What follows belongs to an exercise in optimizing a design on an open flow for small area; a production flow would make more cautious choices. RTL that was checked went through simulation tests only; none was proved equivalent to the original. The series may have gaps, and a smaller design here may also do less where the tests do not look. Only the layout flow was run in runs 2 and 3; the RTL was not checked for function there.

### Cells coloured by class, run 1

Drawn at 1.5 px/um. Fill, decap, tap and diode cells in grey.
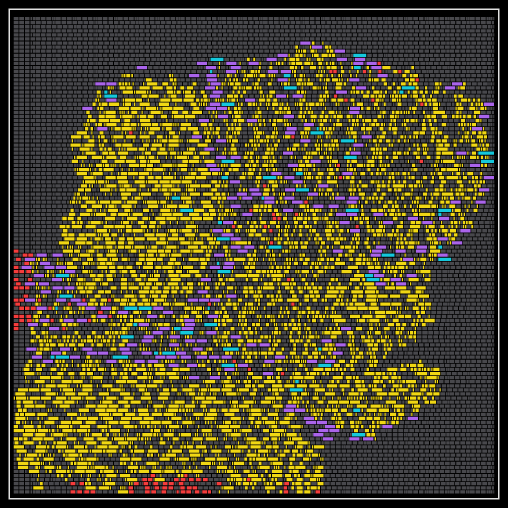
### Met2 routing, run 1

Drawn at 2 px/um.
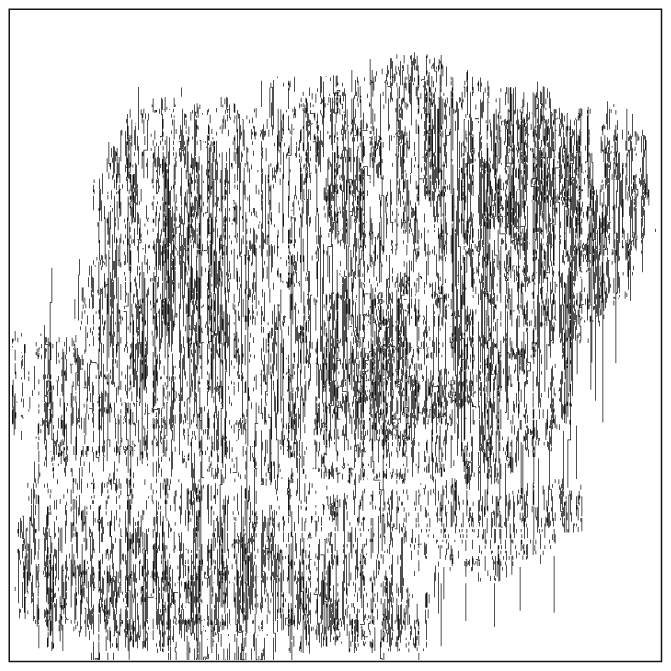
### Port wiring, run 1

Drawn at 2 px/um.
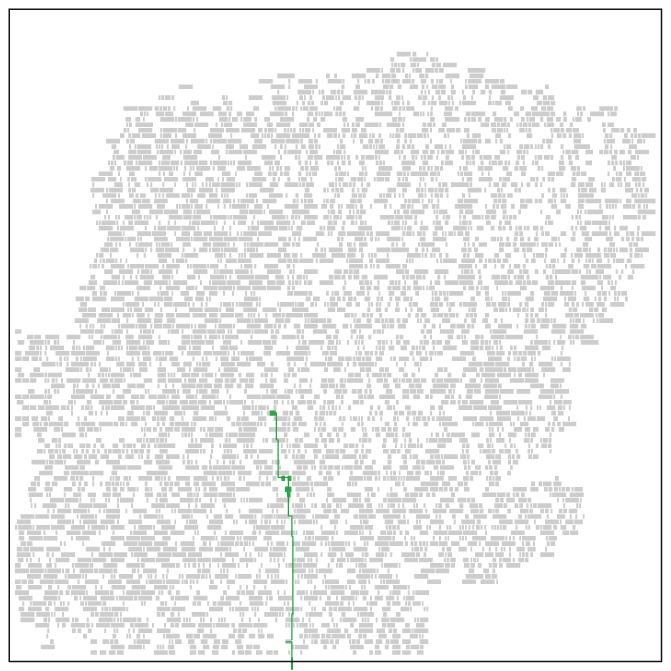
--- flow/design.v ---
`timescale 1ns / 1ps
module rotator_16 (
  input wire clk,
  input wire rst,
  input wire init,
  input wire [4:0] iteration,
  input wire signed [16:0] tangle,
  input wire signed  [17:0]    x_i,
  input wire signed  [17:0]    y_i,
  input wire signed  [16:0] z_i,
  output wire signed [17:0]    x_o,
  output wire signed [17:0]    y_o,
  output wire signed [16:0] z_o
  );
  reg signed [17:0] x_1;
  reg signed [17:0] y_1;
  reg signed [16:0] z_1;
  wire signed [17:0] x_i_shifted;
  wire signed [17:0] y_i_shifted;
  assign x_i_shifted = x_i >>> (iteration+1);
  assign y_i_shifted = y_i >>> (iteration+1);
  always @ (posedge clk)
    if (rst) begin
      x_1 <= 0;
      y_1 <= 0;
      z_1 <= 0;
    end else begin
      if (init) begin
        x_1 <= x_i;
        y_1 <= y_i;
        z_1 <= z_i;
      end else
      if (z_i < 0) begin
        x_1 <= x_i - y_i_shifted;  
        y_1 <= y_i - x_i_shifted;  
        z_1 <= z_i + tangle;
      end else begin
        x_1 <= x_i + y_i_shifted;  
        y_1 <= y_i + x_i_shifted;  
        z_1 <= z_i - tangle;
      end
    end
  assign x_o = x_1;
  assign y_o = y_1;
  assign z_o = z_1;
endmodule
module cordic_16 (
  input wire clk,
  input wire rst,
  input wire init,
  input wire signed [17:0]    x_i,
  input wire signed [17:0]    y_i,
  input wire signed [16:0] theta_i,
  output wire signed [17:0]    x_o,
  output wire signed [17:0]    y_o,
  output wire signed [16:0] theta_o,
  output wire signed [17:0]    exp_o,
  output reg done
);
function [16:0] tanangle;
  input [4:0] i;
  begin
    case (i)
    5'd00: tanangle = 17'd17999;    
    5'd01: tanangle = 17'd8369;    
    5'd02: tanangle = 17'd4117;      
    5'd03: tanangle = 17'd2050;      
    5'd04: tanangle = 17'd1024;      
    5'd05: tanangle = 17'd512;      
    5'd06: tanangle = 17'd256;       
    5'd07: tanangle = 17'd128;       
    5'd08: tanangle = 17'd64;       
    5'd09: tanangle = 17'd32;        
    5'd10: tanangle = 17'd16;        
    5'd11: tanangle = 17'd8;        
    5'd12: tanangle = 17'd4;         
    5'd13: tanangle = 17'd2;         
    5'd14: tanangle = 17'd1;         
    5'd15: tanangle = 17'd0;         
    default:tanangle = 17'd0;
    endcase
  end
endfunction
  reg [4:0] iteration;
  reg repeat_3;
  reg repeat_12;
  wire signed [17:0] x,y;
  wire signed [16:0] z;
  assign x = init ? x_i : x_o;
  assign y = init ? y_i : y_o;
  assign z = init ? theta_i : theta_o;
    always @ (posedge clk)
    if (init || rst) 
    begin
    iteration <= 0;
    repeat_3  <= 0;
    repeat_12 <= 0;
    end
    else if(repeat_3 == 0 && iteration == 3)
    begin
    repeat_3  <= 1;
    iteration <= 3;
    end
    else if(repeat_12 == 0 && iteration == 12)
    begin
    repeat_12 <=1;
    iteration <=12;
    end
    else 
    begin
    iteration <= iteration + 1;
    repeat_3  <= 0;
    repeat_12 <= 0;
    end
  always @ (posedge clk  )
  if (rst) done <= 0;
    else if (!init && iteration == (16-1)) done <= 1;
    else done<=0;
  rotator_16 U (clk,rst,init,iteration,tanangle(iteration),x,y,z,x_o,y_o,theta_o);
  assign exp_o = x_o+y_o;
endmodule
`timescale 1ns / 1ps
module mult_betaw (
    input wire CLK,
    input wire signed [15:0] A,
    input wire signed [15:0] B,
    input wire CE,
    output reg signed [16:0] P
);
    wire signed [31:0] prod = A * B;
    always @(posedge CLK)
        if (CE) P <= prod[31:15];
endmodule
module mult_gen_0 (
    input wire CLK,
    input wire signed [4:0] A,
    input wire signed [17:0] B,
    input wire CE,
    output reg signed [22:0] P
);
    wire signed [22:0] prod = A * B;
    always @(posedge CLK)
        if (CE) P <= prod;
endmodule
module mult_gen_1 (
    input wire CLK,
    input wire signed [15:0] A,
    input wire signed [15:0] B,
    output reg signed [15:0] P
);
    wire signed [31:0] prod = A * B;
    always @(posedge CLK)
        P <= prod[30:15];
endmodule
`timescale 1ns / 1ps
module synapse #(
    parameter DW = 16, T_DW = 4
)(
    input wire clk,
    input wire rst,
    input wire en,
    input wire [DW - 1 : 0] weights_w,
    input wire write_enable,
    output reg [DW - 1 : 0] weights_r,
    input wire read_enable,
    input wire pre_spiking,
    output reg signed [DW - 1 : 0] spking_value,
    output reg post_en,
    input wire update_en,
    input wire signed [DW - 1 : 0] learning_rate
    );
    localparam IDLE = 3'b000;
    localparam FORWARD = 3'b001;
    localparam COMPUTE = 3'b010;
    localparam UPDATE = 3'b011;
    reg [2 : 0] fsm_state;
    reg [2 : 0] fsm_next_state;
    reg compute_finish;
    always@(posedge clk) begin
        if(rst) begin
            fsm_state <= IDLE;
        end
        else if(en) fsm_state <= fsm_next_state;
    end
    always@(*) begin
        case(fsm_state)
            IDLE: begin
                if(en) begin
                    fsm_next_state = FORWARD;
                end
                else fsm_next_state = fsm_state;
            end
            FORWARD: begin
                if(en) begin
                    if(update_en) fsm_next_state = COMPUTE;
                    else fsm_next_state = fsm_state;
                end
                else fsm_next_state = fsm_state;
            end
            COMPUTE: begin
                if(en) begin
                   if(compute_finish) fsm_next_state = UPDATE;
                   else fsm_next_state = fsm_state;
                end
                else fsm_next_state = fsm_state;                
            end
            UPDATE: begin
                if(en) fsm_next_state = FORWARD;
                else fsm_next_state = fsm_state;                
            end
            default: fsm_next_state = IDLE;
        endcase
    end
    reg [T_DW - 1 : 0] pre_trace;
    reg [T_DW - 1 : 0] post_trace;
    always@(posedge clk) begin
        if (rst) begin
            pre_trace <= 0;
        end
        else begin
            if (en) begin
                if(pre_spiking) pre_trace <= pre_trace + 1;
            end
        end
    end
    reg signed [DW - 1 : 0] weights;
    always@(posedge clk) begin
        if(rst) begin 
            spking_value <= 0;
            post_en <= 0;
        end
        else if(en) begin
            if(pre_spiking)begin
                spking_value <= weights;
                post_en <= 1'b1;
            end
            else post_en <= 1'b0;
        end
    end
    wire signed [DW - 1 : 0] beta = 16'he667;  
    wire signed [DW : 0] betaw;
    mult_betaw beta_w (clk,beta,weights,1'b1,betaw);
    wire signed [DW - 1 : 0] wmax = 16'h7fff;  
    wire signed [DW - 1 : 0] wmax_w;
    assign wmax_w = wmax - weights;
    wire signed [DW : 0] betawmaxw;
    mult_betaw beta_wmax_w (clk,beta,wmax_w,1'b1,betawmaxw);
    wire cordic_opa;  
    wire signed [DW + 1 : 0] expbetaw;
    wire signed [DW + 1 : 0] expbetawmax_w;
    wire cordic_betaw_finish;
    wire cordic_betawmax_w_finish;
    assign cordic_opa = ~(fsm_state == COMPUTE);
    reg cordic_temp;
    reg cordic_init;
    always@(posedge clk) begin
        if(rst) cordic_temp <= 1'b0;
        else cordic_temp <= cordic_opa;
    end
    always@(posedge clk) begin
        if(rst) cordic_init <= 1'b0;
        else if (~cordic_opa) cordic_init <= cordic_opa ^ cordic_temp;
    end
    cordic_16 cordic_betaw (
    .clk(clk),.rst(cordic_opa),.init(cordic_init),.x_i(18'd39567),.y_i(0),.theta_i(betaw),.exp_o(expbetaw),.done(cordic_betaw_finish)
    );
    cordic_16 cordic_betawmax_w (
    .clk(clk),.rst(cordic_opa),.init(cordic_init),.x_i(18'd39567),.y_i(0),.theta_i(betawmaxw),.exp_o(expbetawmax_w),.done(cordic_betawmax_w_finish)
    );
    reg delay_for_mul1, delay_for_mul2;  
    always@(posedge clk) begin
        if(rst) delay_for_mul1 <= 0;
        else if(en) delay_for_mul1 <= cordic_betaw_finish & cordic_betawmax_w_finish;
    end
    always@(posedge clk) begin
        if(rst) delay_for_mul2 <= 0;
        else if(en) delay_for_mul2 <= delay_for_mul1;
    end       
    always@(posedge clk) begin
        if(rst) compute_finish <= 0;
        else if(en) compute_finish <= delay_for_mul2;
    end 
    reg [T_DW - 1 : 0] pre_trace_temp;
    always@(posedge clk) begin
        if(rst) begin
            pre_trace_temp <= 0;
        end
        else if(en) begin
            if(update_en) pre_trace_temp <= pre_trace;
        end
    end
    wire signed [DW + 1 : 0] diff;
    assign diff = expbetaw - expbetawmax_w;
    wire signed [DW + T_DW + 2 : 0] diff_trace;
    mult_gen_0 difftrace (clk, {1'b0,pre_trace_temp}, diff, 1'b1, diff_trace);
    wire signed [DW - 1 : 0] derta_w;
    mult_gen_1 dertaw (clk,diff_trace[DW + T_DW + 1 : T_DW + 2],learning_rate,derta_w);
    always@(posedge clk) begin
        if(rst) begin
            weights <= 0;
            weights_r <= 0;
        end
        else if(en) begin
            if(fsm_state == UPDATE) begin 
                weights <= weights + derta_w;
            end
            else if(read_enable) weights_r <= weights;
        end
        else if(write_enable) weights <= weights_w;
    end
endmodule
--- flow/run.sh ---
#!/bin/bash
# synth_recipe.tcl (not shown) runs the flow's synth.tcl, then flattens the netlist and writes it again
# the make line also repeats each setting of config.mk as NAME=value (left out here)
make -C /OpenROAD-flow-scripts/flow DESIGN_CONFIG=/design/flow/config.mk WORK_HOME=/design/flow/orfs CLKGATE_MAP_FILE= SYNTH_SCRIPT=/design/flow/synth_recipe.tcl finish
--- flow/config.mk ---
export PLATFORM = sky130hd
export DESIGN_NAME = synapse
export DESIGN_NICKNAME = synapse
export VERILOG_FILES = /design/flow/design.v
export SDC_FILE = /design/flow/constraint.sdc
export NUM_CORES = 4
export LEC_CHECK = 0
export CAP_MARGIN = 20
export CORE_MARGIN = 2
export CORE_UTILIZATION = 40
export SLEW_MARGIN = 20
--- flow/constraint.sdc ---
create_clock -name core_clock -period 10.0 [get_ports {clk}]
set_input_delay 2.0000 -clock core_clock [delete_from_list [all_inputs] [get_ports {clk}]]
set_output_delay 2.0000 -clock core_clock [all_outputs]
set_load 0.01 [all_outputs]
==> impl_metrics.tcl, run 1 <==
set metrics [dict create \
    cp_top_family "adder cells" \
    grt_use_met1_pct 28.8 \
    slowest_delay_ns 0.95 \
    skew_ns 0.0375 \
    tightest_slew_ns 1.14 \
    synth_compound_area_share_pct 13.3 \
    routedWlPerCell_um 18.0 \
    synth.ff_latch_count 248 \
    final_common_cell "inv_1" \
    dominant_cells "multi-input combinational cells" \
    synth-edff-count 0 \
    synth.avg_cell_area_um2 8.40 \
    placed_cells 6224 \
    die_w_um 325 \
    drv_cap 0 \
    seq_area_mm2 0.00497 \
    seq_cells 248 \
    setup_tns_ns 0 \
    drv_slew 0 \
    status "finished clean" \
    start_util_pct 40.5 \
    drive_above_1_share_pct 4.09 \
    hold_path.class "flip-flop to flip-flop" \
    end_kind "flip-flop" \
    critPathLaunch "learning_rate[5]" \
    synth_warnings 8 \
]
Back to the opening pictures, 'Cells coloured by class':
legend:
  clock drivers and dummy loads:
    colour: cyan
    cells: 62
    share_of_their_area: 2.8%
  other buffers and delay cells:
    colour: red
    cells: 118
    share_of_their_area: 2.5%
  flops:
    colour: purple
    cells: 248
    share_of_their_area: 12%
  all other logic:
    colour: yellow
    cells: 4,490
    share_of_their_area: 83%
Util after Layout: 43.7%
row count: 117

Back to the opening pictures, 'Met2 routing':
main direction: vertical
share of all routed wire: 47%
wire length on this layer: 53.3 mm

Back to the opening pictures, 'Port wiring':
legend:
  `update_en`:
    colour: green
    bits: 1
    direction: input
    edge: bottom
    end_cells: 6
    buffers: 1
    wire: 141 um

==> run 1: registers in the layout (all words and copies together), names as in the netlist, 2 cells and up <==
name and count:
cordic_betaw.iteration 5, beta_w.P 15, weights 16, fsm_state 2
beta_wmax_w.P 15, dertaw.P 16, cordic_betawmax_w.U.x_1 18, cordic_betaw.U.y_1 18
pre_trace 4, cordic_betawmax_w.iteration 5, pre_trace_temp 4, weights_r 16
cordic_betawmax_w.U.z_1 17, cordic_betaw.U.x_1 18, cordic_betaw.U.z_1 17, spking_value 16
cordic_betawmax_w.U.y_1 18, difftrace.P 16
==> run 1: cells in the mapped netlist (40+ instances only) <==
library cell / n / area share, %
xor2_1: 95 / 2.0
a21oi_1: 273 / 3.3
xnor2_1: 142 / 3.0
nand3_1: 72 / 0.87
o21ai_0: 158 / 1.9
fa_1: 518 / 25
o21a_1: 40 / 0.73
inv_1: 866 / 7.9
nor2b_1: 66 / 1.0
clkbuf_1: 132 / 1.2
ha_1: 494 / 15
nand2b_1: 52 / 0.79
mux2i_1: 70 / 1.7
a21o_1: 46 / 0.84
dfxtp_1: 248 / 12
nor3_1: 95 / 1.2
nand2_1: 464 / 4.2
and2_1: 153 / 2.3
nor2_1: 321 / 2.9
==> run 2: a larger rewrite; changed files in full <==
==> flow/design.v <==
`timescale 1ns / 1ps
`timescale 1ns / 1ps
`timescale 1ns / 1ps
module synapse #(
    parameter DW = 16, T_DW = 4
)(
    input wire clk,
    input wire rst,
    input wire en,
    input wire [DW - 1 : 0] weights_w,
    input wire write_enable,
    output reg [DW - 1 : 0] weights_r,
    input wire read_enable,
    input wire pre_spiking,
    output reg signed [DW - 1 : 0] spking_value,
    output reg post_en,
    input wire update_en,
    input wire signed [DW - 1 : 0] learning_rate
);
    localparam IDLE = 2'd0, FORWARD = 2'd1, COMPUTE = 2'd2, UPDATE = 2'd3;
    reg [1:0] fsm_state;
    reg compute_finish, delay_for_mul1, delay_for_mul2;
    reg [T_DW-1:0] pre_trace, pre_trace_temp;
    reg signed [DW-1:0] weights;
    always @(posedge clk)
        if (rst) fsm_state <= IDLE;
        else if (en) case (fsm_state)
            IDLE:    fsm_state <= FORWARD;
            FORWARD: if (update_en) fsm_state <= COMPUTE;
            COMPUTE: if (compute_finish) fsm_state <= UPDATE;
            default: fsm_state <= FORWARD;
        endcase
    always @(posedge clk)
        if (rst) pre_trace <= 0;
        else if (en && pre_spiking) pre_trace <= pre_trace + 1'b1;
    always @(posedge clk)
        if (rst) begin
            spking_value <= 0;
            post_en <= 0;
        end else if (en) begin
            if (pre_spiking) spking_value <= weights;
            post_en <= pre_spiking;
        end
    wire run = (fsm_state == COMPUTE);
    reg [4:0] iteration;
    reg repeated;
    always @(posedge clk)
        if (!run) begin
            iteration <= 5'd30;
            repeated <= 1'b1;
        end else if (!repeated && (iteration == 5'd3 || iteration == 5'd12))
            repeated <= 1'b1;
        else begin
            iteration <= iteration + 1'b1;
            repeated <= 1'b0;
        end
    wire done = (iteration == 5'd16);
    wire first = run & repeated & iteration[4];
    reg [15:0] tangle;
    always @(*)
        case (iteration)
            5'd0: tangle = 16'd17999;
            5'd1: tangle = 16'd8369;
            5'd2: tangle = 16'd4117;
            5'd3: tangle = 16'd2050;
            5'd4: tangle = 16'd1024;
            5'd5: tangle = 16'd512;
            5'd6: tangle = 16'd256;
            5'd7: tangle = 16'd128;
            5'd8: tangle = 16'd64;
            5'd9: tangle = 16'd32;
            5'd10: tangle = 16'd16;
            5'd11: tangle = 16'd8;
            5'd12: tangle = 16'd4;
            5'd13: tangle = 16'd2;
            5'd14: tangle = 16'd1;
            default: tangle = 16'd0;
        endcase
    reg signed [15:0] diff_trace, derta_w;
    wire to_update = compute_finish & en;
    wire theta_a = ~fsm_state[1];
    wire theta_b = first & ~to_update;
    wire sel_beta = theta_a | theta_b;
    wire signed [15:0] m_a = sel_beta ? 16'he667 : diff_trace;
    wire signed [15:0] m_b = theta_a ? weights : theta_b ? (weights ^ 16'h7fff) : learning_rate;
    wire signed [31:0] m_p = m_a * m_b;
    wire [15:0] m_q = m_p[30:15];
    reg signed [17:0] xa, ya, xb, yb;
    reg signed [15:0] za, zb;
    wire [17:0] xas, yas, xbs, ybs;
    shr18 s0 (.d(xa), .it(iteration), .q(xas));
    shr18 s1 (.d(ya), .it(iteration), .q(yas));
    shr18 s2 (.d(xb), .it(iteration), .q(xbs));
    shr18 s3 (.d(yb), .it(iteration), .q(ybs));
    wire [17:0] xa_n, ya_n, xb_n, yb_n;
    wire [15:0] za_n, zb_n;
    addsub #(18) a0 (.a(xa), .b(yas), .sub(za[15]), .s(xa_n));
    addsub #(18) a1 (.a(ya), .b(xas), .sub(za[15]), .s(ya_n));
    addsub #(16) a2 (.a(za), .b(tangle), .sub(~za[15]), .s(za_n));
    addsub #(18) a3 (.a(xb), .b(ybs), .sub(zb[15]), .s(xb_n));
    addsub #(18) a4 (.a(yb), .b(xbs), .sub(zb[15]), .s(yb_n));
    addsub #(16) a5 (.a(zb), .b(tangle), .sub(~zb[15]), .s(zb_n));
    always @(posedge clk) begin
        if (!run) begin
            xa <= 18'd39567; ya <= 0;
            xb <= 18'd39567; yb <= 0;
        end else begin
            xa <= xa_n; ya <= ya_n;
            xb <= xb_n; yb <= yb_n;
        end
        if (theta_a) za <= m_q;
        else za <= za_n;
        if (!run | theta_b) zb <= m_q;
        else zb <= zb_n;
    end
    always @(posedge clk)
        if (rst) begin
            delay_for_mul1 <= 0; delay_for_mul2 <= 0; compute_finish <= 0;
            pre_trace_temp <= 0;
        end else if (en) begin
            delay_for_mul1 <= done;
            delay_for_mul2 <= delay_for_mul1;
            compute_finish <= delay_for_mul2;
            if (update_en) pre_trace_temp <= pre_trace;
        end
    wire [17:0] ea, eb, diff;
    addsub #(18) e0 (.a(xa), .b(ya), .sub(1'b0), .s(ea));
    addsub #(18) e1 (.a(xb), .b(yb), .sub(1'b0), .s(eb));
    addsub #(18) e2 (.a(ea), .b(eb), .sub(1'b1), .s(diff));
    wire [21:0] dx = {{4{diff[17]}}, diff};
    wire [21:0] r0 = pre_trace_temp[0] ? dx : 22'd0;
    wire [21:0] r1 = pre_trace_temp[1] ? {dx[20:0], 1'b0} : 22'd0;
    wire [21:0] r2 = pre_trace_temp[2] ? {dx[19:0], 2'b0} : 22'd0;
    wire [21:0] r3 = pre_trace_temp[3] ? {dx[18:0], 3'b0} : 22'd0;
    wire [21:0] q0, q1, q2;
    addsub #(22) p0 (.a(r0), .b(r1), .sub(1'b0), .s(q0));
    addsub #(22) p1 (.a(q0), .b(r2), .sub(1'b0), .s(q1));
    addsub #(22) p2 (.a(q1), .b(r3), .sub(1'b0), .s(q2));
    always @(posedge clk) begin
        diff_trace <= q2[21:6];
        derta_w <= m_q;
    end
    wire [15:0] w_sum;
    addsub #(16) wa (.a(weights), .b(derta_w), .sub(1'b0), .s(w_sum));
    always @(posedge clk)
        if (rst) begin
            weights <= 0;
            weights_r <= 0;
        end else if (en) begin
            if (fsm_state == UPDATE) weights <= w_sum;
            else if (read_enable) weights_r <= weights;
        end else if (write_enable) weights <= weights_w;
endmodule
module addsub #(parameter W = 16) (
    input wire [W-1:0] a,
    input wire [W-1:0] b,
    input wire sub,
    output wire [W-1:0] s
);
    wire [W:0] c;
    assign c[0] = sub;
    genvar i;
    generate for (i = 0; i < W; i = i + 1) begin : bit_
        wire bb = b[i] ^ sub;
        assign s[i] = a[i] ^ bb ^ c[i];
        assign c[i+1] = (a[i] & bb) | (a[i] & c[i]) | (bb & c[i]);
    end endgenerate
endmodule
module shr18 (
    input wire [17:0] d,
    input wire [4:0] it,
    output wire [17:0] q
);
    wire signed [17:0] sd = d;
    wire signed [17:0] d1 = sd >>> 1;
    assign q = d1 >>> it;
endmodule
### Cells coloured by class, run 2

Drawn at 2 px/um. Fill, decap, tap and diode cells in grey.
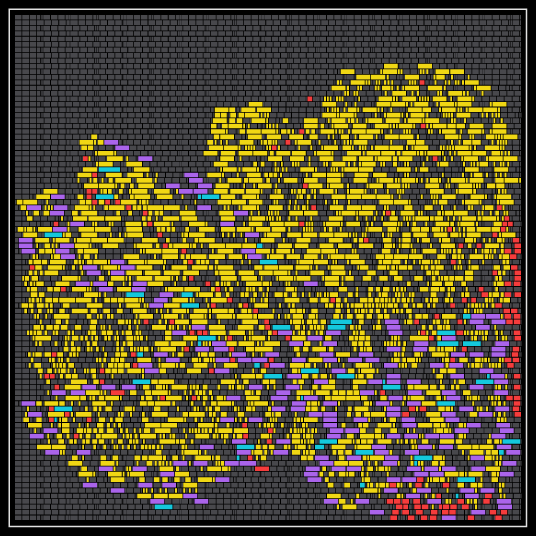
legend:
  all other logic:
    colour: yellow
    cells: 2,469
    share_of_their_area: 76%
  other buffers and delay cells:
    colour: red
    cells: 171
    share_of_their_area: 5.3%
  flops:
    colour: purple
    cells: 219
    share_of_their_area: 16%
  clock drivers and dummy loads:
    colour: cyan
    cells: 46
    share_of_their_area: 3.1%
row count: 93
final instance area: 0.0289 mm^2
Util after Layout: 45.1%
Core Region: 0.0641 mm^2

### Port wiring, run 2

Drawn at 3 px/um.
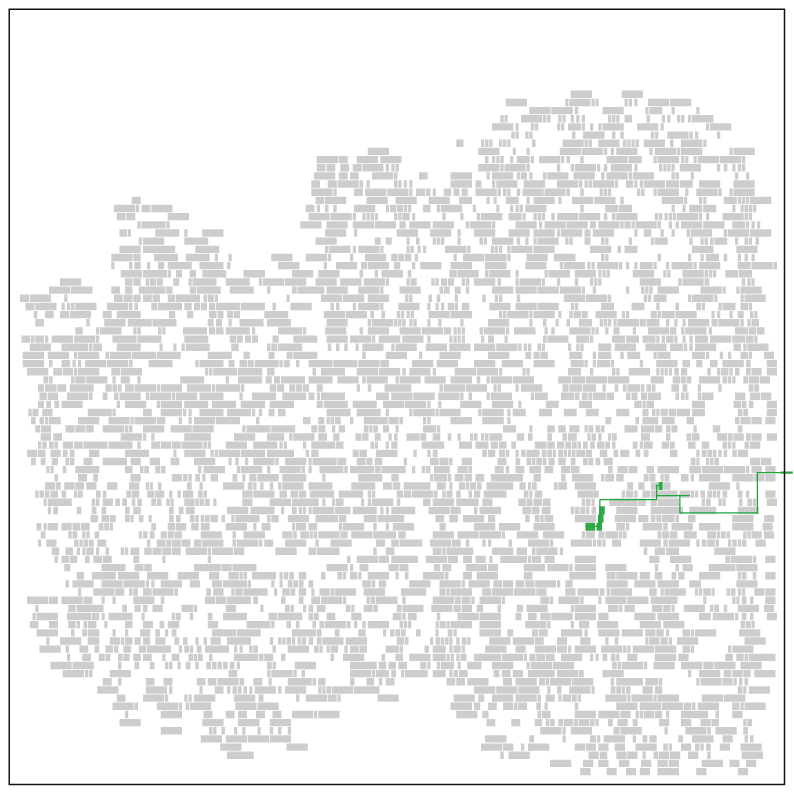
legend:
  `update_en`:
    colour: green
    bits: 1
    direction: input
    edge: right
    end_cells: 6
    buffers: 1
    wire: 104 um

==> run 2 against run 1 <==
- now fails the layout checks on negative setup slack
- sequential cell count shrank 29
- global-route usage decreased by 0.14 points
- core utilization rose by 1.4 points
- setup slack worse by 2.5 ns
- non-clock buffer count grew 53
- synthesized area is 38% lower
- critical path type is now flip-flop to flip-flop
==> impl_metrics.tcl, run 2 <==
set metrics [dict create \
    status "complete, but fails checks" \
    hold_path.class "flip-flop to flip-flop" \
    synth.most_common_cell "inv_1" \
    slowest_stage "fa_2" \
    seq_cells 219 \
    routedWlPerCell_um 18.6 \
    die_h_um 258 \
    synth_warnings 1 \
    so.violations "negative setup slack" \
    min_period_ns 10.58 \
    seq_area_mm2 0.00440 \
    setup_slack_ns -0.580 \
    finalSetupViolCount 2 \
    drv_cap 0 \
    yosysTopAreaCell "fa_1" \
    place_ws_ns -0.716 \
    drt_iter0_drc 1558 \
    synth-adder-area-share_pct 40.2 \
    clockBufferDepth 3 \
    worstSetupPathType "flip-flop to flip-flop" \
    synth_top_area_share_pct 35.8 \
    clock-root-buffer "clkbuf_16" \
    yosys-top-cells-count "inv_1, fa_1, nand2_1" \
    slew_headroom_pct 31.7 \
    drv_slew 0 \
    start_util_pct 40.2 \
    final_common_cell "inv_1" \
    hp-start "weights_r[8]" \
    skew_ns 0.0187 \
    synth_area_leaders "fa_1, dfxtp_1, inv_1" \
    synth-edff-count 0 \
    critPathLaunch "ya[0]" \
    drive_above_1_share_pct 11.2 \
    placed_cells 3711 \
    end_kind "flip-flop" \
    synth_compound_area_share_pct 8.53 \
    slowest_delay_ns 0.54 \
    dominant_cells "multi-input combinational cells" \
    clock_cell_area_share_pct 2.99 \
    tightest_slew_ns 1.02 \
    grt_pass1_wl_mm 113 \
    synth.ff_latch_count 219 \
    setup_tns_ns -0.754 \
    synth.avg_cell_area_um2 9.11 \
]
[run 2: cell count changes in the layout (fill, tap and decap cells not counted), sizes merged, moves of 35 or more]
cell | before | now
ha | 494 | 91
inv | 870 | 478
a21oi | 273 | 125
and2 | 153 | 21
nand2 | 465 | 376
nor2 | 321 | 232
nor3 | 95 | 6
o21ai | 179 | 120
fa | 518 | 461
xor2 | 95 | 39
buf | 48 | 102
nand3 | 72 | 23
a21o | 46 | 11
[run 2: worst max-delay path: cells and delay by family, from the launching register on]
family / cells / cell delay, ns
DFF: 1 / 0.33
adders and majority gates: 25 / 9.26
and+or+nand+nor: 1 / 0.16
buffers and inverters: 3 / 0.14
xor gates and xnor gates: 4 / 0.64
[run 2: stage by stage]
step	hold slack, ns	util, %
after floorplan	0.446	-
after CTS	0.461	45.0
after global placement	0.444	43.6
final	0.460	45.1
after detailed placement	0.452	43.6
after global routing	0.476	45.1
[run 2: routing by layer]
layer | vias up | routed length, um | track usage, %
met2 | 624 | 34300 | 36.7
met5 | - | 0 | 0
met3 | 133 | 3800 | 2.45
met4 | 0 | 2700 | 7.90
li1 | 8868 | - | -
met1 | 9732 | 29000 | 28.2
==> run 3: too many edits to list; what changed since run 2 <==
flow/design.v: 177 -> 1750 lines; modules unchanged: 0
  synapse: edited, 150 -> 1747 lines
  removed: addsub, shr18
==> flow/flow/run.sh (new file) <==
#!/bin/bash
# Own layout flow: the standard flow, with two extra steps after the
# standard synthesis, each kept only if ABC's cec finds the result
# equivalent to the standard netlist (registers as cut points):
#  1. polarity.py re-chooses the polarity of the full-adder cells (a full
#     adder is self-dual) and of some simple gates to drop inverters;
#  2. resyn.sh re-maps the logic between the adders and registers with an
#     area-oriented ABC script, twice (the second pass still finds savings).
# Each tool's output goes to a log file of its own in this folder.
set -euo pipefail
R=orfs/results/${FLOW_PLATFORM:-sky130hd}/synapse/base
TOP=${FLOW_TOP:-synapse}
bash standard.sh synth > std_synth.log 2>&1
cp $R/1_2_yosys.v synth_standard.v
cur=synth_standard.v
if python3 flow/polarity.py $cur synth_polarity.v > polarity.log 2>&1 \
   && bash flow/cec.sh synth_standard.v synth_polarity.v $TOP > cec_polarity.log 2>&1 \
   && grep -q "Networks are equivalent" cec_polarity.log; then
  cur=synth_polarity.v
fi
for pass in 1 2; do
  if bash flow/resyn.sh $cur synth_resyn$pass.v $TOP > resyn$pass.log 2>&1 \
     && bash flow/cec.sh synth_standard.v synth_resyn$pass.v $TOP > cec_resyn$pass.log 2>&1 \
     && grep -q "Networks are equivalent" cec_resyn$pass.log; then
    cur=synth_resyn$pass.v
  fi
done
echo "netlist used: $cur" > netlist_used.log
if [[ $cur != synth_standard.v ]]; then
  sleep 1
  cp $cur $R/1_2_yosys.v
fi
bash standard.sh > std_layout.log 2>&1
==> flow/flow/cec.sh (new file) <==
#!/bin/bash
# cec.sh A.v B.v TOP: combinational equivalence of two mapped netlists with
# the same registers (register outputs and inputs are cut points), ABC cec.
set -euo pipefail
L=${FLOW_HOME:-/OpenROAD-flow-scripts/flow}/platforms/sky130hd/lib/sky130_fd_sc_hd__tt_025C_1v80.lib
D=$(mktemp -d -p .)
for x in A B; do
  f=$1; [ $x = B ] && f=$2
  yosys -q -l cec_yosys_${2%.v}_$x.log -p "
read_liberty -ignore_miss_func $L
read_verilog $f
hierarchy -top $3
flatten; proc; opt_clean
techmap; opt_clean
setundef -zero
write_blif $D/$x.blif
"
done
yosys-abc -c "cec $D/A.blif $D/B.blif"
rm -rf $D
==> flow/flow/polarity.py (new file) <==
"""Polarity optimisation of a mapped sky130 netlist.

A full adder is self-dual: FA(~a, ~b, ~c) = (~sum, ~cout).  Synthesis leaves
many inverters between full-adder cells.  This script chooses, for every fa
cell, whether it works on true or complemented signals, and for some simple
gates whether they drive the true or the complemented value (xor2 <-> xnor2,
nand2 <-> and2, ...), so that the inverters plus the gate changes cost the
least area; then it rebuilds the inverters.  The logic function is
unchanged; registers and ports are untouched.

usage: polarity.py IN.v OUT.v"""
import re
import sys
import random

src = open(sys.argv[1]).read()

cell_re = re.compile(r'^(\s*)sky130_fd_sc_hd__(\w+)\s+(\S+)\s*\((.*?)\);\n', re.S | re.M)
pin_re = re.compile(r'\.(\w+)\(([^()]*)\)')
OUTPINS = {"X", "Y", "Q", "Q_N", "SUM", "COUT", "HI", "LO"}
INV_AREA = 3.7536
# gate -> (complementary gate, its output pin, area change)
DUAL = {}
def dual(a, pa, area_a, b, pb, area_b):
    DUAL[a] = (b, pb, area_b - area_a, pa)
    DUAL[b] = (a, pa, area_a - area_b, pb)
dual("xor2_1", "X", 8.7584, "xnor2_1", "Y", 8.7584)
dual("nand2_1", "Y", 3.7536, "and2_1", "X", 6.256)
dual("nor2_1", "Y", 3.7536, "or2_1", "X", 6.256)
dual("a21oi_1", "Y", 5.0048, "a21o_1", "X", 7.5072)
dual("o21ai_0", "Y", 5.0048, "o21a_1", "X", 7.5072)
dual("nand3_1", "Y", 5.0048, "and3_1", "X", 6.256)
dual("nor3_1", "Y", 5.0048, "or3_1", "X", 6.256)


def esc(n):
    return n + " " if n.startswith("\\") else n


def is_const(n):
    return bool(re.match(r"^\d+'[bh][01xz]+$", n))


cells = []
for m in cell_re.finditer(src):
    pins = [(p, n.strip()) for p, n in pin_re.findall(m.group(4))]
    cells.append(dict(type=m.group(2), name=m.group(3), pins=pins, span=m.span(), indent=m.group(1)))

assign_re = re.compile(r'^\s*assign\s+(.+?)\s*=\s*(.+?)\s*;\s*$', re.M)
assigns = [(m.group(1).strip(), m.group(2).strip(), m.span()) for m in assign_re.finditer(src)]

driver = {}
for i, c in enumerate(cells):
    for p, n in c['pins']:
        if p in OUTPINS:
            driver[n] = (i, p)

pinned = set()
for lhs, rhs, _ in assigns:
    pinned.add(lhs)
    pinned.add(rhs)
port_names = set()
for m in re.finditer(r'^\s*(input|output|inout)\s+(?:\[[^\]]*\]\s*)?([^;]+);', src, re.M):
    for nm in m.group(2).split(','):
        port_names.add(nm.strip())


def base_name(n):
    return re.sub(r'\s*\[\d+\]$', '', n)


def is_port(n):
    return base_name(n) in port_names or n in port_names


removable = set()
for i, c in enumerate(cells):
    if c['type'].startswith(('inv_', 'clkinv_')):
        y = dict(c['pins'])['Y']
        if y not in pinned and not is_port(y):
            removable.add(i)


def resolve(n):
    par = 0
    for _ in range(100):
        if n in driver and driver[n][0] in removable:
            n = dict(cells[driver[n][0]]['pins'])['A']
            par ^= 1
        else:
            break
    return n, par


# flippable objects: fa cells (inputs and outputs flip) and dual gates (output flips)
FA_IN = ("A", "B", "CIN")
objs = []            # (cell index, kind)
obj_of = {}
for i, c in enumerate(cells):
    if i in removable:
        continue
    if c['type'].startswith('fa_'):
        obj_of[i] = len(objs)
        objs.append((i, 'fa'))
    elif c['type'] in DUAL:
        outn = [n for p, n in c['pins'] if p in OUTPINS][0]
        if outn not in pinned and not is_port(outn):
            obj_of[i] = len(objs)
            objs.append((i, 'gate'))
flip = [0] * len(objs)
flip_cost = [0.0 if k == 'fa' else DUAL[cells[i]['type']][2] for i, k in objs]

consumers = []
cons_by_root = {}
for i, c in enumerate(cells):
    if i in removable:
        continue
    for p, n in c['pins']:
        if p in OUTPINS or is_const(n) or n == '':
            continue
        r, par = resolve(n)
        fk = obj_of.get(i) if (p in FA_IN and c['type'].startswith('fa_')) else None
        consumers.append((i, p, r, par, fk))
        cons_by_root.setdefault(r, []).append(len(consumers) - 1)
for k, (lhs, rhs, _) in enumerate(assigns):
    if is_const(rhs):
        continue
    r, par = resolve(rhs)
    consumers.append((('assign', k), None, r, par, None))
    cons_by_root.setdefault(r, []).append(len(consumers) - 1)


def avail(r):
    d = driver.get(r)
    if d is not None and d[0] in obj_of:
        return flip[obj_of[d[0]]]
    return 0


def root_cost(r):
    a = avail(r)
    for ci in cons_by_root.get(r, ()):
        _, _, _, par, fk = consumers[ci]
        if par ^ (flip[fk] if fk is not None else 0) != a:
            return INV_AREA
    return 0.0


obj_roots = []
for i, kind in objs:
    c = cells[i]
    rs = set(n for p, n in c['pins'] if p in OUTPINS)
    if kind == 'fa':
        for p, n in c['pins']:
            if p in FA_IN and not is_const(n):
                rs.add(resolve(n)[0])
    obj_roots.append([r for r in rs if r in cons_by_root or r in driver])


def total():
    return sum(root_cost(r) for r in cons_by_root) + sum(f * c for f, c in zip(flip, flip_cost))


def local_search(rng, temp0):
    cur = total()
    best, best_flip = cur, list(flip)
    steps = 40 * len(objs)
    for s in range(steps):
        temp = temp0 * (1 - s / steps)
        k = rng.randrange(len(objs))
        rs = obj_roots[k]
        c0 = sum(root_cost(r) for r in rs) + flip[k] * flip_cost[k]
        flip[k] ^= 1
        c1 = sum(root_cost(r) for r in rs) + flip[k] * flip_cost[k]
        d = c1 - c0
        if d < -1e-9 or (temp > 0 and rng.random() < pow(2.718, -max(d, 0) / temp)):
            cur += d
            if cur < best - 1e-9:
                best, best_flip = cur, list(flip)
        else:
            flip[k] ^= 1
    return best, best_flip


start = len(removable) * INV_AREA
best_all, best_flip_all = total(), list(flip)
for seed in range(6):
    rng = random.Random(seed)
    for k in range(len(objs)):
        flip[k] = 0 if seed == 0 else rng.randrange(2)
    b, bf = local_search(rng, 0.0 if seed == 0 else 4.0)
    if b < best_all:
        best_all, best_flip_all = b, bf
flip[:] = best_flip_all
nflip_fa = sum(f for f, (i, k) in zip(flip, objs) if k == 'fa')
nflip_g = sum(f for f, (i, k) in zip(flip, objs) if k == 'gate')
sys.stderr.write("polarity: %d fa, %d gates; flipped %d fa, %d gates; inverter+gate area %.1f -> %.1f\n"
                 % (sum(1 for o in objs if o[1] == 'fa'), sum(1 for o in objs if o[1] == 'gate'),
                    nflip_fa, nflip_g, start, total()))

# rebuild
new_inv = {}
new_cells = []
counter = [0]
tag = 0
while "pol%d_" % tag in src:
    tag += 1
PFX = "pol%d_" % tag


def net_for(r, need):
    if need == avail(r):
        return r
    if r not in new_inv:
        counter[0] += 1
        nm = "%sinv_%d_" % (PFX, counter[0])
        new_inv[r] = nm
        new_cells.append("  sky130_fd_sc_hd__inv_1 %scell_%d_ (\n    .A(%s),\n    .Y(%s)\n  );\n"
                         % (PFX, counter[0], esc(r), nm))
    return new_inv[r]


edits = []
for i in removable:
    edits.append((cells[i]['span'][0], cells[i]['span'][1], ""))
newpins = {}
for (i, p, r, par, fk) in consumers:
    need = par ^ (flip[fk] if fk is not None else 0)
    nm = net_for(r, need)
    if isinstance(i, tuple):
        lhs, rhs, span = assigns[i[1]]
        if nm != rhs:
            lead = "\n" if src[span[0]] == "\n" else ""
            edits.append((span[0], span[1], "%s  assign %s = %s;" % (lead, esc(lhs), esc(nm))))
    else:
        newpins.setdefault(i, {})[p] = nm
for k, (i, kind) in enumerate(objs):
    if flip[k] and kind == 'fa':
        for p, n in cells[i]['pins']:
            if p in FA_IN and is_const(n):
                newpins.setdefault(i, {})[p] = "1'h1" if n.endswith("0") else "1'h0"
for i in set(newpins) | set(i for k, (i, kind) in enumerate(objs) if flip[k] and kind == 'gate'):
    c = cells[i]
    typ = c['type']
    pins = list(c['pins'])
    pm = newpins.get(i, {})
    pins = [(p, pm.get(p, n)) for p, n in pins]
    k = obj_of.get(i)
    if k is not None and flip[k] and objs[k][1] == 'gate':
        ntyp, npin, _, opin = DUAL[typ]
        pins = [((npin if p == opin else p), n) for p, n in pins]
        typ = ntyp
    if typ == c['type'] and pins == c['pins']:
        continue
    text = "%ssky130_fd_sc_hd__%s %s (\n%s\n%s);\n" % (
        c['indent'], typ, c['name'], ",\n".join("    .%s(%s)" % (p, esc(n)) for p, n in pins), c['indent'])
    edits.append((c['span'][0], c['span'][1], text))

edits.sort()
out = []
pos = 0
for s, e, t in edits:
    assert s >= pos, "overlapping edits"
    out.append(src[pos:s])
    out.append(t)
    pos = e
out.append(src[pos:])
res = "".join(out)
decl = "".join("  wire %s;\n" % nm for nm in new_inv.values())
idx = res.rfind("endmodule")
res = res[:idx] + decl + "".join(new_cells) + res[idx:]
open(sys.argv[2], "w").write(res)
==> flow/flow/resyn.abc (new file) <==
strash
dc2
dch -f
map -a
mfs2
strash
dch -f
map -a
topo
dnsize
==> flow/flow/resyn.sh (new file) <==
#!/bin/bash
# resyn.sh IN.v OUT.v TOP: re-map the combinational logic of a mapped netlist
# with an area-oriented ABC script. Full adders, half adders, flip-flops and
# tie cells are kept as they are (so every register keeps its cell and name);
# the logic between them is read as the library's cell functions and mapped
# again onto the platform's cells, leaving out its don't-use cells.
set -euo pipefail
FH=${FLOW_HOME:-/OpenROAD-flow-scripts/flow}
L=$FH/platforms/sky130hd/lib/sky130_fd_sc_hd__tt_025C_1v80.lib
DU=$(sed -n '/^export DONT_USE_CELLS += /,/^#/p' $FH/platforms/sky130hd/config.mk \
     | grep -o "sky130_fd_sc_hd__[a-z0-9_]*" | sed 's/^/-dont_use /' | tr '\n' ' ')
printf 'set_driving_cell sky130_fd_sc_hd__buf_1\nset_load 5\n' > resyn_abc.constr
yosys -q -l resyn_yosys_$(basename $2 .v).log -p "
read_liberty -ignore_miss_func $L
setattr -mod -set keep_hierarchy 1 sky130_fd_sc_hd__fa_1 sky130_fd_sc_hd__ha_1 sky130_fd_sc_hd__dfxtp_1 sky130_fd_sc_hd__conb_1
read_verilog $1
hierarchy -top $3
flatten
opt_clean
abc -D 10000 -liberty $L $DU -constr resyn_abc.constr -script flow/resyn.abc
opt_clean -purge
select $3
write_verilog -noattr -selected $2
"
==> flow/standard.sh (new file) <==
#!/bin/bash
# synth_recipe.tcl (not shown) runs the flow's synth.tcl, then flattens the netlist and writes it again
# the make line also repeats each setting of config.mk as NAME=value (left out here)
make -C /OpenROAD-flow-scripts/flow DESIGN_CONFIG=/design/flow/config.mk WORK_HOME=/design/flow/orfs CLKGATE_MAP_FILE= SYNTH_SCRIPT=/design/flow/synth_recipe.tcl "${@:-finish}"
--- a/flow/config.mk
+++ b/flow/config.mk
@@ -6,6 +6,11 @@
 export NUM_CORES = 4
 export LEC_CHECK = 0
-export CAP_MARGIN = 20
+export ABC_AREA = 1
+export CAP_MARGIN = 0
 export CORE_MARGIN = 2
-export CORE_UTILIZATION = 40
-export SLEW_MARGIN = 20
+export CORE_UTILIZATION = 55
+export CTS_BUF_LIST = sky130_fd_sc_hd__clkbuf_16
+export CTS_CLUSTER_DIAMETER = 80
+export CTS_CLUSTER_SIZE = 30
+export PLACE_DENSITY = 0.7
+export SLEW_MARGIN = 0
removed: flow/run.sh
### Port wiring, run 3

Drawn at 4 px/um.
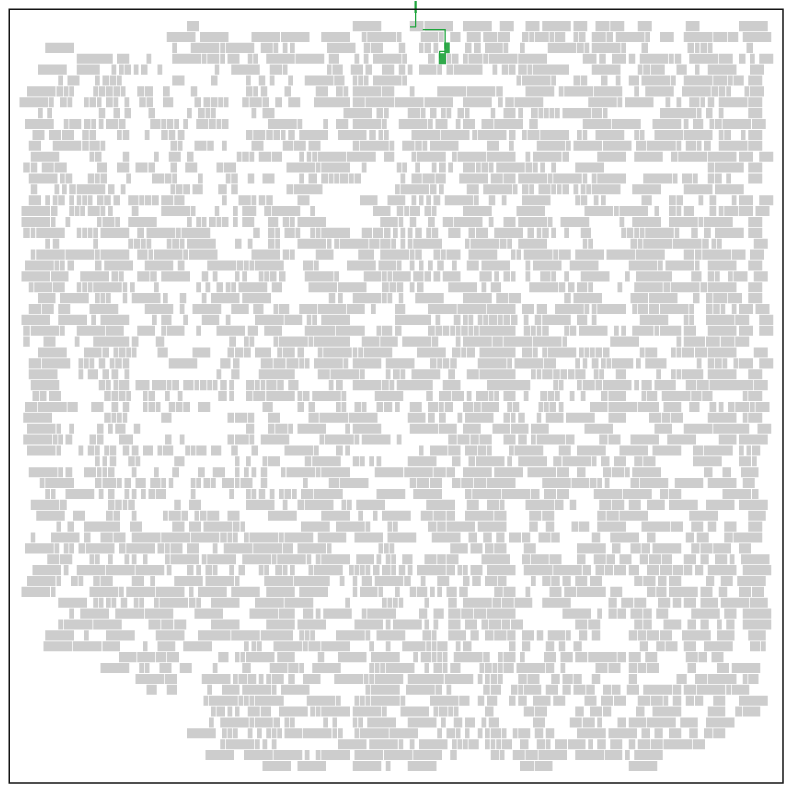
legend:
  `update_en`:
    colour: green
    bits: 1
    direction: input
    edge: top
    end_cells: 2
    buffers: 1
    wire: 18.6 um
I/O Buffers: 71
I/O pin cnt: 72

### M3 wires, run 3

Drawn at 4 px/um.
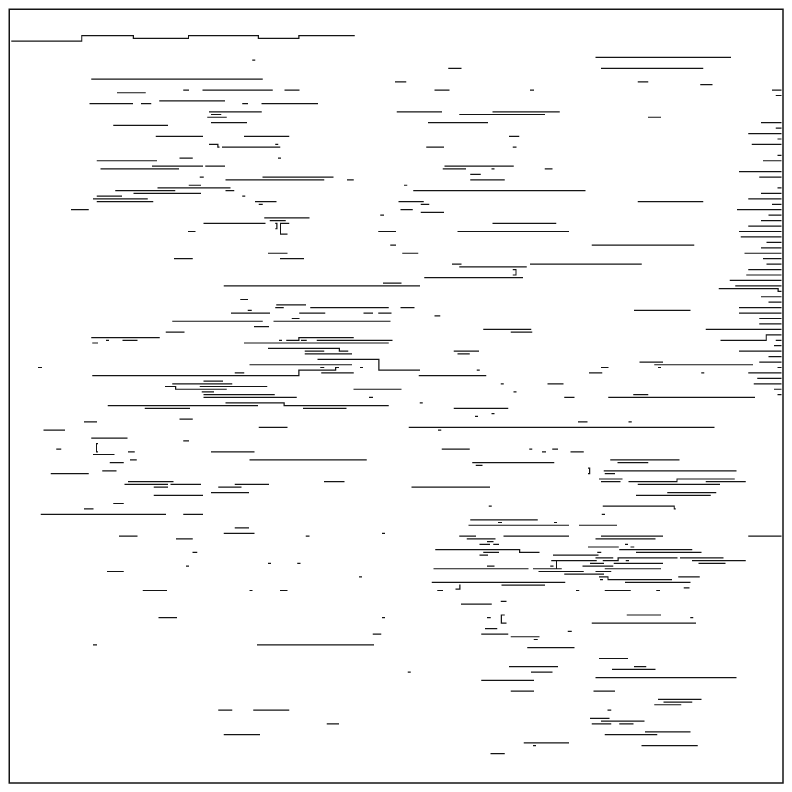
share of all routed wire: 5.9%
nets with wire on the layer: 245
overall via count from detail_route: 16,707
final WL: 57.6 mm
GR Layer Usage met3: 3.24%

==> run 3 against run 2 <==
- now clean on timing, DRC and antenna
- non-clock buffer count is 31 lower
- setup slack better by 0.92 ns
- hold slack hardly changed
- critical path depth decreased by 4
- sequential share of layout area grew 3.2 points
- critical endpoint is now diff_trace[14]
==> impl_metrics.tcl, run 3 <==
set metrics [dict create \
    end_kind "flip-flop" \
    critPathLaunch "xa[1]" \
    placed_cells 2846 \
    finalSetupViolCount 0 \
    worstSetupPathType "flip-flop to flip-flop" \
    start_util_pct 55.5 \
    slowest_delay_ns 0.57 \
    grt.met2_usage_pct 55.6 \
    busiest_layer "met2" \
    drv_cap 0 \
    skew_ns 0.0410 \
    status "finished clean" \
    synth_warnings 1 \
    min_period_ns 9.66 \
    drt_iter0_drc 1225 \
    final_area_mm2 0.0221 \
    rows 69 \
    setup_tns_ns 0 \
    grt_pass1_wl_mm 92.3 \
    die_h_um 193 \
    grt_use_met1_pct 39.8 \
    hold_path.class "flip-flop to flip-flop" \
    slew_headroom_pct 24.1 \
    cp_top_family "adder cells" \
    slowest_stage "fa_2" \
    clockBufferDepth 3 \
    core_mm2 0.0354 \
]
run 3: layout make-up:
class | count | area share, %
tap | 461 | 2.61
clock inverter | 10 | 0.605
timing repair buffer | 140 | 5.55
inverter | 237 | 4.03
sequential | 204 | 18.5
multi-input combinational | 1805 | 66.8
clock buffer | 17 | 1.92
run 3: path summary, 6_finish.rpt:
path	cells after the start	slack (ns)	to
max	29	0.34	diff_trace[14]
min	2	0.46	weights_r[15]
max reg2reg	29	0.34	diff_trace[14]
min reg2reg	2	0.46	weights_r[15]
run 3: per-stage QoR:
step | hold WS, ns | setup slack [ns] | utilization [%]
6_report | 0.460 | 0.340 | 62.5
5_1_grt | 0.480 | 0.0283 | 62.5
4_1_cts | 0.463 | 0.0249 | 62.5
3_5_place_dp | 0.444 | 0.0609 | 60.9
3_3_place_gp | 0.441 | 0.245 | 60.9
2_1_floorplan | 0.432 | 0.168 | -
run 3: timing repair:
item                       CTS  global route
setup endpoints to repair    0             4
hold buffers                 0             0
resized for setup            0             8
hold endpoints to repair     0             0
buffers inserted             0             1
## Run 4: large edit since run 3, in outline
flow/design.v: 1750 -> 2140 lines; modules unchanged: 0
  synapse: edited, 1747 -> 2137 lines
==> flow/run.sh (new file) <==
#!/bin/bash
# synth_recipe.tcl (not shown) runs the flow's synth.tcl, then flattens the netlist and writes it again
# the make line also repeats each setting of config.mk as NAME=value (left out here)
make -C /OpenROAD-flow-scripts/flow DESIGN_CONFIG=/design/flow/config.mk WORK_HOME=/design/flow/orfs CLKGATE_MAP_FILE= SYNTH_SCRIPT=/design/flow/synth_recipe.tcl finish
==> flow/config.mk (replaced) <==
export PLATFORM = sky130hd
export DESIGN_NAME = synapse
export DESIGN_NICKNAME = synapse
export VERILOG_FILES = /design/flow/design.v
export SDC_FILE = /design/flow/constraint.sdc
export NUM_CORES = 4
export LEC_CHECK = 0
export CAP_MARGIN = 20
export CORE_MARGIN = 2
export CORE_UTILIZATION = 40
export SLEW_MARGIN = 20
removed: flow/flow/run.sh
removed: flow/flow/cec.sh
removed: flow/flow/polarity.py
removed: flow/flow/resyn.abc
removed: flow/flow/resyn.sh
removed: flow/standard.sh
### M3 wires, run 4

Drawn at 3 px/um.
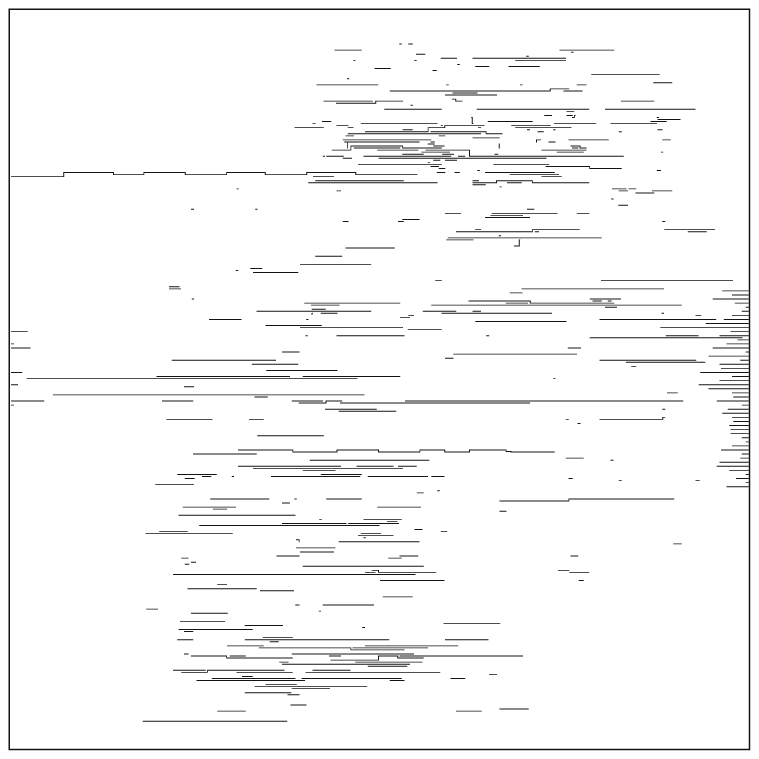
nets with wire on the layer: 266
wire length on this layer: 5,480 um

### Cells coloured by class, run 4

Drawn at 2 px/um. Fill, decap, tap and diode cells in grey.
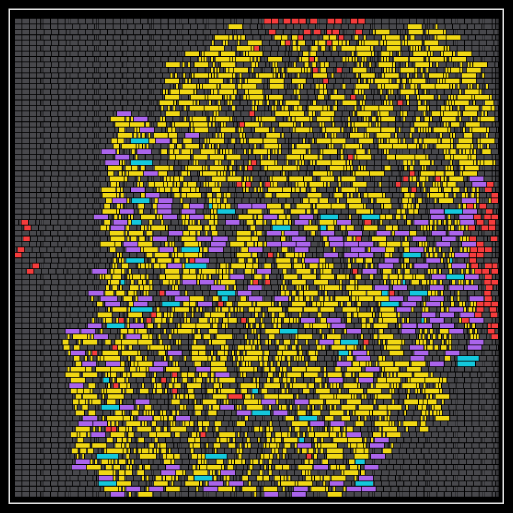
legend:
  flops:
    colour: purple
    cells: 204
    share_of_their_area: 16%
  all other logic:
    colour: yellow
    cells: 2,338
    share_of_their_area: 76%
  other buffers and delay cells:
    colour: red
    cells: 121
    share_of_their_area: 4.4%
  clock drivers and dummy loads:
    colour: cyan
    cells: 45
    share_of_their_area: 3.7%
sequential portion of the cell area: 15.8%
Core Region: 0.0579 mm^2
Util after Layout: 44.7%

==> run 4 against run 3 <==
- routed wire length rose by 21%
- sequential cell count did not move
- sequential share of layout area fell by 2.6 points
- via count rose by 11%
- design area rose by 17%
- core utilization fell by 18 points
==> impl_metrics.tcl, run 4 <==
set metrics [dict create \
    status "finished clean" \
    busiest_layer "met2" \
    synth.most_common_cell "inv_1" \
    slowest_stage "fa_2" \
    clock-root-buffer "clkbuf_16" \
    synth_warnings 1 \
    grt.met2_usage_pct 36.3 \
    cts_resized 0 \
    r2r_slack_ns 0.61 \
    synth_top_area_share_pct 33.9 \
    setup_tns_ns 0 \
    slew_headroom_pct 23.9 \
    post_cts_buffers 0 \
    critPathLaunch "xa[1]" \
    slowest_delay_ns 0.55 \
    end_kind "flip-flop" \
    synth_compound_area_share_pct 9.92 \
    min_period_ns 9.39 \
    final_common_cell "inv_1" \
    whs_path_depth 2 \
    drt_iter0_drc 1302 \
    reg2regPathDepth 35 \
    rows 88 \
    hold_path.class "flip-flop to flip-flop" \
    die_w_um 246 \
    port_buffers 71 \
    grtUsageMet3_pct 4.43 \
    drt-total-wl_mm 69.9 \
    synth-adder-area-share_pct 38.2 \
    vias 18501 \
    tightest_slew_ns 1.14 \
    die_h_um 246 \
    routed.top_layer "met4" \
    drv_slew 0 \
    reg2reg_to "diff_trace[14]" \
    cts-hold-fix-buffers 0 \
    synth.avg_cell_area_um2 8.72 \
    wl_met3_mm 5.48 \
    synth.ff_latch_count 204 \
    whs_endpoint "spking_value[13]" \
    drive_above_1_share_pct 5.69 \
    route.met2.wl_mm 30.7 \
    synth-edff-count 0 \
]
-- run 4: stage by stage --
step                      hold slack (ns)  setup WS, ns  cells
final                               0.454         0.612   3473
after CTS                           0.456         0.400   3473
after detailed placement            0.448         0.387   3428
after global placement              0.446         0.530   3428
after global routing                0.466        0.0688   3473
after floorplan                     0.455          1.37   2692
-- run 4: layout make-up --
cell class                 count  area [um^2]
multi-input combinational   1890        17100
clock buffer                  31          678
timing repair buffer         121         1090
tap                          765          957
inverter                     448         1680
fill                        5670        32000
sequential                   204         4100
clock inverter                14          243
-- run 4: worst max-delay path by stage --
stage | slack [ns] | to
2_1_floorplan | 1.37 | diff_trace[14]
3_3_place_gp | 0.53 | diff_trace[14]
3_5_place_dp | 0.39 | diff_trace[14]
4_1_cts | 0.40 | diff_trace[14]
5_1_grt | 0.07 | diff_trace[14]
6_report | 0.61 | diff_trace[14]
-- run 4: worst max-delay path, delay by kind of cell, from the launching register on --
family                     cells  cell delay, ns
and+or+nand+nor                3            0.36
adders and majority gates     18            6.83
DFF                            1            0.46
AOI/OAI and AO/OA              7            1.20
buffers and inverters          7            0.45

## static timing again, ports no longer ideal
No port has a modelled driver above. Below, the same layouts with a new extraction and two added sets of constraints. Step 1 sets driving cells, clkbuf_16 on the clock port and buf_2 on the other inputs (assumed; they add their load-dependent delay and slew). Step 2 moves the port delays by t, midway between the first and last clock arrival at a register: inputs arrive t later, outputs are due t later. That takes back most of the time a late clock gives input paths. a / b / c = ideal ports / drivers / drivers and shift; a / b = the first two.
| run | shift t [ns] | setup slack, ns | clock arrival spread, ns | slew at the worst register clock pin (ns) | worst data-port slew with drivers (ns) |
|---|---|---|---|---|---|
| run 1 | 0.621 | 1.966 / 2.009 / 1.388 | 0.038 / 0.038 | 0.07 / 0.07 | 0.13 |
| run 2 | 0.609 | -0.580 / -0.580 / -0.580 | 0.018 / 0.019 | 0.07 / 0.07 | 0.08 |
| run 3 | 0.562 | 0.340 / 0.340 / 0.340 | 0.042 / 0.043 | 0.11 / 0.11 | 0.04 |
| run 4 | 0.609 | 0.612 / 0.612 / 0.543 | 0.031 / 0.032 | 0.07 / 0.07 | 0.08 |
For run 1, which loses most, drivers alone change the setup slack by +0.043 ns; drivers and shift together by -0.578 ns.
